What follows belongs to an exercise in optimizing a design on an open flow for small area, a short achievable clock period and few clock cycles per item; a production flow would make more cautious choices.
For this run, only the layout was checked, not whether the RTL still works.

`design.v`:
```
module apb_master #(
    parameter DATA_WD = 8,
    parameter ADDR_WD = 8
) (
    input                         clk,
    input                         rst_n,
    input [DATA_WD + ADDR_WD : 0] cmd_in,
    input                         cmd_vld,
    input [DATA_WD - 1 : 0]       prdata,
    input                         pready,
    output                        cmd_rdy,
    output                        psel,
    output                        penable,
    output                        pwrite,
    output [ADDR_WD - 1 : 0]      paddr,
    output [DATA_WD - 1 : 0]      pwdata,
    output                        read_vld,
    output [DATA_WD - 1 : 0]      read_data
);
localparam [1:0] IDLE = 2'b00;
localparam [1:0] SETUP = 2'b01;
localparam [1:0] ACCESS = 2'b11;
reg [1:0] state,next_state;
reg r_psel,r_penable;
assign psel = r_psel;
assign penable = r_penable;
reg [DATA_WD + ADDR_WD : 0] r_cmd_in;
wire cmd_fire;
assign cmd_fire = cmd_vld && cmd_rdy;
assign cmd_rdy = state == IDLE;
always @(posedge clk or negedge rst_n) begin
    if(!rst_n) begin
        state <= IDLE;
    end
    else begin
        state <= next_state;
    end
end
always @(*) begin
    case(state)
        IDLE: begin
            if(cmd_fire) begin
                next_state = SETUP;
            end
            else begin
                next_state = IDLE;
            end
        end
        SETUP: begin
            next_state = ACCESS;
        end
        ACCESS: begin
            if(pready) begin
                next_state = IDLE;
            end
            else begin
                next_state = ACCESS;
            end
        end
        default: begin
            next_state = IDLE;
        end
    endcase
end
always @(*) begin
    r_psel = 'b0;
    r_penable = 'b0;
    case(state)
        IDLE: begin
        end
        SETUP: begin
            r_psel = 1'b1;
        end
        ACCESS: begin
            r_psel = 1'b1;
            r_penable = 1'b1;
        end
        default: begin
        end
    endcase
end
always @(posedge clk or negedge rst_n) begin
    if(!rst_n) begin
        r_cmd_in <= 'b0;
    end
    else if(cmd_fire) begin
        r_cmd_in <= cmd_in;
    end
end
assign paddr  = r_cmd_in[DATA_WD + ADDR_WD - 1 : DATA_WD];
assign pwdata = r_cmd_in[DATA_WD - 1 : 0];
assign pwrite = r_cmd_in[DATA_WD + ADDR_WD];
assign read_data = prdata;
assign read_vld = ~pwrite && pready;
endmodule
module apb_slave #(
    parameter DATA_WD = 8,
    parameter ADDR_WD = 8 
) (
    input                    clk,
    input                    rst_n,
    input                    psel,
    input                    penable,
    input                    pwrite,
    input  [ADDR_WD - 1 : 0] paddr,
    input  [DATA_WD - 1 : 0] pwdata,
    output [DATA_WD - 1 : 0] prdata,
    output                   pready
);
localparam ADDR_MAX = (1 << ADDR_WD);
reg [DATA_WD - 1 : 0] mem [ADDR_MAX - 1 : 0];
localparam [1:0] IDLE = 2'b00;
localparam [1:0] SETUP = 2'b01;
localparam [1:0] ACCESS = 2'b11; 
reg [1:0] state,next_state;
wire apb_fire;
assign apb_fire = psel && penable && pready;
always @(posedge clk or negedge rst_n) begin
    if(!rst_n) begin
        state <= IDLE;
    end
    else begin
        state <= next_state;
    end
end
always @(*) begin
    case(state) 
        IDLE: begin
            if(psel) begin
                next_state = SETUP;
            end
            else begin
                next_state = IDLE;
            end
        end
        SETUP: begin
            next_state = ACCESS;
        end
        ACCESS: begin
            if(!pready) begin
                next_state = ACCESS;
            end
            else if(psel) begin
                next_state = SETUP;
            end
            else begin
                next_state = IDLE;
            end
        end
        default: begin
            next_state = IDLE;
        end
    endcase
end
reg r_pready;
assign pready = r_pready;
always @(*) begin
    case(state)
        IDLE: begin
            r_pready = 1'b0;            
        end 
        SETUP: begin
            r_pready = 1'b0;            
        end
        ACCESS: begin
            if(psel && penable) begin
                r_pready = 1'b1;
            end
            else begin
                r_pready = 1'b0;
            end
        end
        default: begin
            r_pready = 1'b0;
        end
    endcase
end
always @(posedge clk) begin
    if(apb_fire && pwrite) begin
        mem[paddr] <= pwdata;
    end
end
assign prdata = mem[paddr];
endmodule
module apb_top #(
    parameter DATA_WD = 8,
    parameter ADDR_WD = 8 
) (
    input                         clk,
    input                         rst_n,
    input [DATA_WD + ADDR_WD : 0] cmd_in,
    input                         cmd_vld,
    output                        cmd_rdy,
    output                        read_vld,
    output [DATA_WD - 1 : 0]      read_data
);
    wire psel,penable,pwrite,pready;
    wire [DATA_WD - 1 : 0] pwdata;
    wire [ADDR_WD - 1 : 0] paddr;
    wire [DATA_WD - 1 : 0] prdata;
   apb_master  #(
              .DATA_WD(DATA_WD),
              .ADDR_WD(ADDR_WD)
            )u_apb_master(
              .clk(clk),
              .rst_n(rst_n),
              .cmd_in(cmd_in),
              .cmd_vld(cmd_vld),
              .prdata(prdata),
              .pready(pready),
              .cmd_rdy(cmd_rdy),
              .psel(psel),
              .penable(penable),
              .pwrite(pwrite),
              .paddr(paddr),
              .pwdata(pwdata),
              .read_vld(read_vld),
              .read_data(read_data)
            );
   apb_slave  #(
             .DATA_WD(DATA_WD),
             .ADDR_WD(ADDR_WD)
           )u_apb_slave(
             .clk(clk),
             .rst_n(rst_n),
             .psel(psel),
             .penable(penable),
             .pwrite(pwrite),
             .paddr(paddr),
             .pwdata(pwdata),
             .prdata(prdata),
             .pready(pready)
           );
endmodule
```
`run.sh`:
```
#!/bin/bash
# synth_recipe.tcl (not shown) runs the flow's synth.tcl, then flattens the netlist and writes it again
# the make line also repeats each setting of config.mk as NAME=value (left out here)
make -C /OpenROAD-flow-scripts/flow DESIGN_CONFIG=/design/flow/config.mk WORK_HOME=/design/flow/orfs CLKGATE_MAP_FILE= SYNTH_SCRIPT=/design/flow/synth_recipe.tcl finish
```
`config.mk`:
```
export PLATFORM = sky130hd
export DESIGN_NAME = apb_top
export DESIGN_NICKNAME = apb_top
export VERILOG_FILES = /design/flow/design.v
export SDC_FILE = /design/flow/constraint.sdc
export NUM_CORES = 4
export LEC_CHECK = 0
export CAP_MARGIN = 20
export CORE_MARGIN = 2
export CORE_UTILIZATION = 45
export PLACE_DENSITY = 0.6
export SLEW_MARGIN = 20
```
`constraint.sdc`:
```
create_clock -name core_clock -period 6.0 [get_ports {clk}]
set_input_delay 1.2000 -clock core_clock [delete_from_list [all_inputs] [get_ports {clk}]]
set_output_delay 1.2000 -clock core_clock [all_outputs]
set_load 0.01 [all_outputs]
```
==> impl_metrics.toml <==
[synthesis]
synthTopCellsByArea = "edfxtp_1, mux4_2, a22oi_1"
synth_simple_gate_area_share_pct = 1.63
synthCells = 3570
synth_flop_cell = "edfxtp_1"
synth_common_cells = "edfxtp_1, mux4_2, nor2_1"
synth_mux_area_share_pct = 14.8
synth_cell_types = 26
yosysSeqAreaShare_pct = 78.6
synth_top_family_by_area = "multiplexers"
ys_ff_latch = 2069
async_flop_share_pct = 1.01
yosysTopAreaCellShare_pct = 78.0
synth_edf_count = 2048
synth_compound_area_share_pct = 3.65
yosys_warnings = 2
yosysTopAreaCell = "edfxtp_1"
avgSynthCellArea_um2 = 22.1
synth_xor_area_share_pct = 0

[timing]
fin_ws_ps = 129
fin_tns_setup_ps = 0
max_slew_margin_pct = 20.0
hold_ws_ps = 546
finalCritPeriodShare_pct = 97.9
grt_setup_unrepaired = "no"
setup_viol_count_final = 0
maxSlewViolCount = 0
min_period_ps = 5870
hold_viol_final = 0

[global_route]
grt_use_met1_pct = 30.4
grt_pass1_wl_um = 277000
antenna_found_initial = 1
grt_pass1_vias = 37839
grtUsageMet3_pct = 3.91
grtUsageTotal_pct = 21.5
busiest_layer = "met2"
grt-ovfl-total = 0
grt_max_degree = 217

[final_layout]
inv_count = 3
multiInputGateArea_mm2 = 0.0160
layout_common_cells = "edfxtp_1, mux4_2, nor2_1, a22oi_1, clkbuf_16"
buffers = 162
buf_share_pct = 2.06
multi_input_gates = 1272
synthToLayoutAreaGrowth_pct = 12.8
area_dominant_class = "flip-flops and latches"
seq_cell_count = 2069
top_regs = "u_apb_slave.mem x2048, u_apb_master.r_cmd_in x17"
diodes = 3
clock_cell_area_share_pct = 6.95
finalInstanceArea_mm2 = 0.0890
drive_gt1_share_pct = 24.9
fillers = 13529
multi_input_area_share_pct = 17.9
largest_reg_flops = 2048
regMostFlops = "u_apb_slave.mem"

[clock_network]
clock_latency_ps = 840
path_clk_slew_ps = 60
post_cts_buffers = 10
cts_tree = "done"
hold_buffers = 0

[critical_path]
r2r-end = "u_apb_slave.mem[66][0]"
worstSetupEndpoint = "read_data[1]"
arrival_ps = 4670
crit_path_max_incr_delay_ps = 560
reg2reg_from = "u_apb_master.r_cmd_in[8]"
crit_slowest_cell = "mux4_2"
path_class = "reg -> out"
cpMostUsedCell = "buf_12"
crit_start = "u_apb_master.r_cmd_in[8]"
path_depth = 10
startpoint_type = "register"
reg2reg_depth = 7
crit_path_end_kind = "output pin"
cp_num_buf_inv = 5
path_delay_family = "buffers and inverters"

[routing]
wl_per_cell_um = 31.2
vias_per_cell = 6.01
wl_um = 194000
dr_total_vias = 37317
wl_met1_um = 80400
drt.antenna.violating_nets = 0
wl_met3_um = 12800
drt_iter0_markers = 4580
wl_met2_um = 95500

[placement]
placedCellCount = 5820
dpl_cell_area_mm2 = 0.0826
io_buffers = 29
dpl_worst_slack_ps = 604
gp_congestion = 0.775

[power]
clock_power_mw = 12.0
p_total_mw = 43.0
peakVddDrop_uv = 489
power_density_mw_per_mm2 = 483
power_leakage_nw = 26.7
comb_power_share_pct = 28.3
p_comb_mw = 12.2
seq-power_mw = 18.8
clkPwrFrac_pct = 27.9
power_switching_share_pct = 31.7
p_seq_share_pct = 43.8

[die]
start_util_pct = 45.3
tap-cell-count = 2325
die_w_um = 423
rows = 153
fp.dieH_um = 423
core_area_mm2 = 0.174
io_pins = 30

[run_status]
status = "no timing/DRC/antenna violations"

[worst_hold_path]
whs_endpoint = "u_apb_slave.state[0]"
whs_path_depth = 1
**Where the registers sit**

Drawn at 1 px/um.
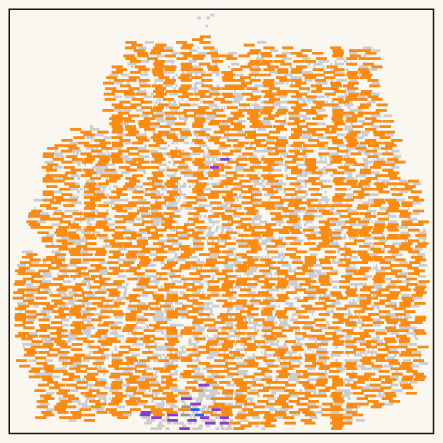
| colour | netlist name | placed flops |
|---|---|---|
| orange | `u_apb_slave.mem` | 2048 |
| purple | `u_apb_master.r_cmd_in` | 17 |
| blue | `u_apb_slave.state` | 2 |
Seq/total area: 69.8%
sequential cell area: 0.0621 mm^2
fin util: 51.1%

**Flops by top-level scope**

Drawn at 1.5 px/um.
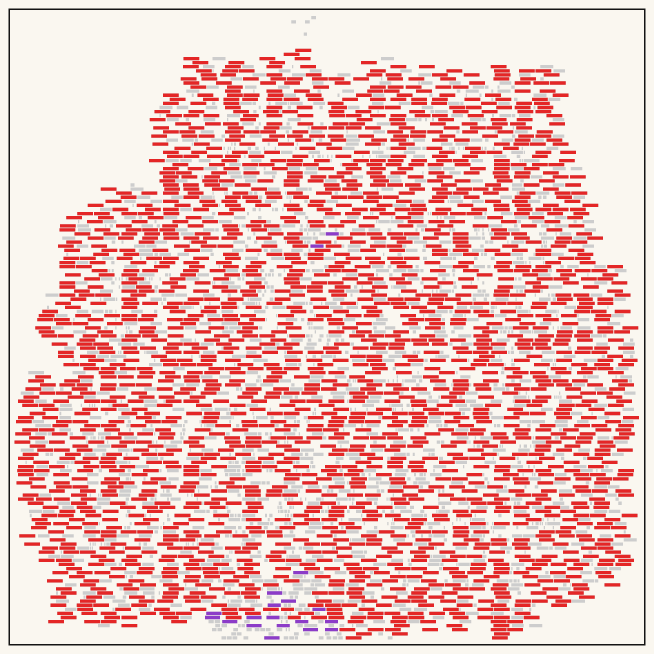
| colour | scope | placed flops | where |
|---|---|---|---|
| red | `u_apb_slave` | 2050 | widely spread |
| purple | `u_apb_master` | 19 | south |
final cell count without fillers: 6208
die area: 0.179 mm^2

**The clock tree on the layout**

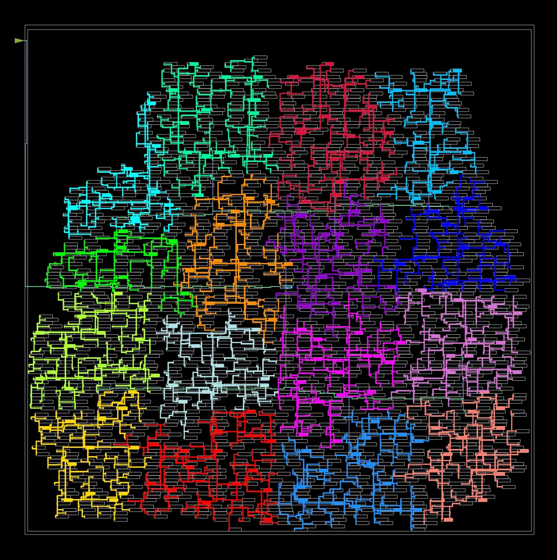
H-tree levels: 4
CTS Buf Count: 204
root buf cell: clkbuf_16
clk sinks: 2069

==> separate check: timing with driven ports <==
Ports are ideal in the flow. The routed layout listed here was re-timed in OpenROAD. Step 1 assumes that a clkbuf_16 drives the clock port and a buf_2 every other input. Step 2 also shifts input and output timing later by t, the mid clock arrival at the registers, as if the neighbouring blocks saw the same clock. Three values: ideal, step 1, step 2; two values: the first two.
t (ns): 0.899
setup slack, ns: 0.129 / 0.049 / 0.948
hold slack, ns: 0.546 / 0.546 / 0.546
clock arrival spread, ns: 0.042 / 0.042
slew at the worst register clock pin (ns): 0.07 / 0.07
After both steps setup and hold are still met in this run. For this run, drivers alone change the setup slack by -0.080 ns; drivers and shift together by +0.819 ns.
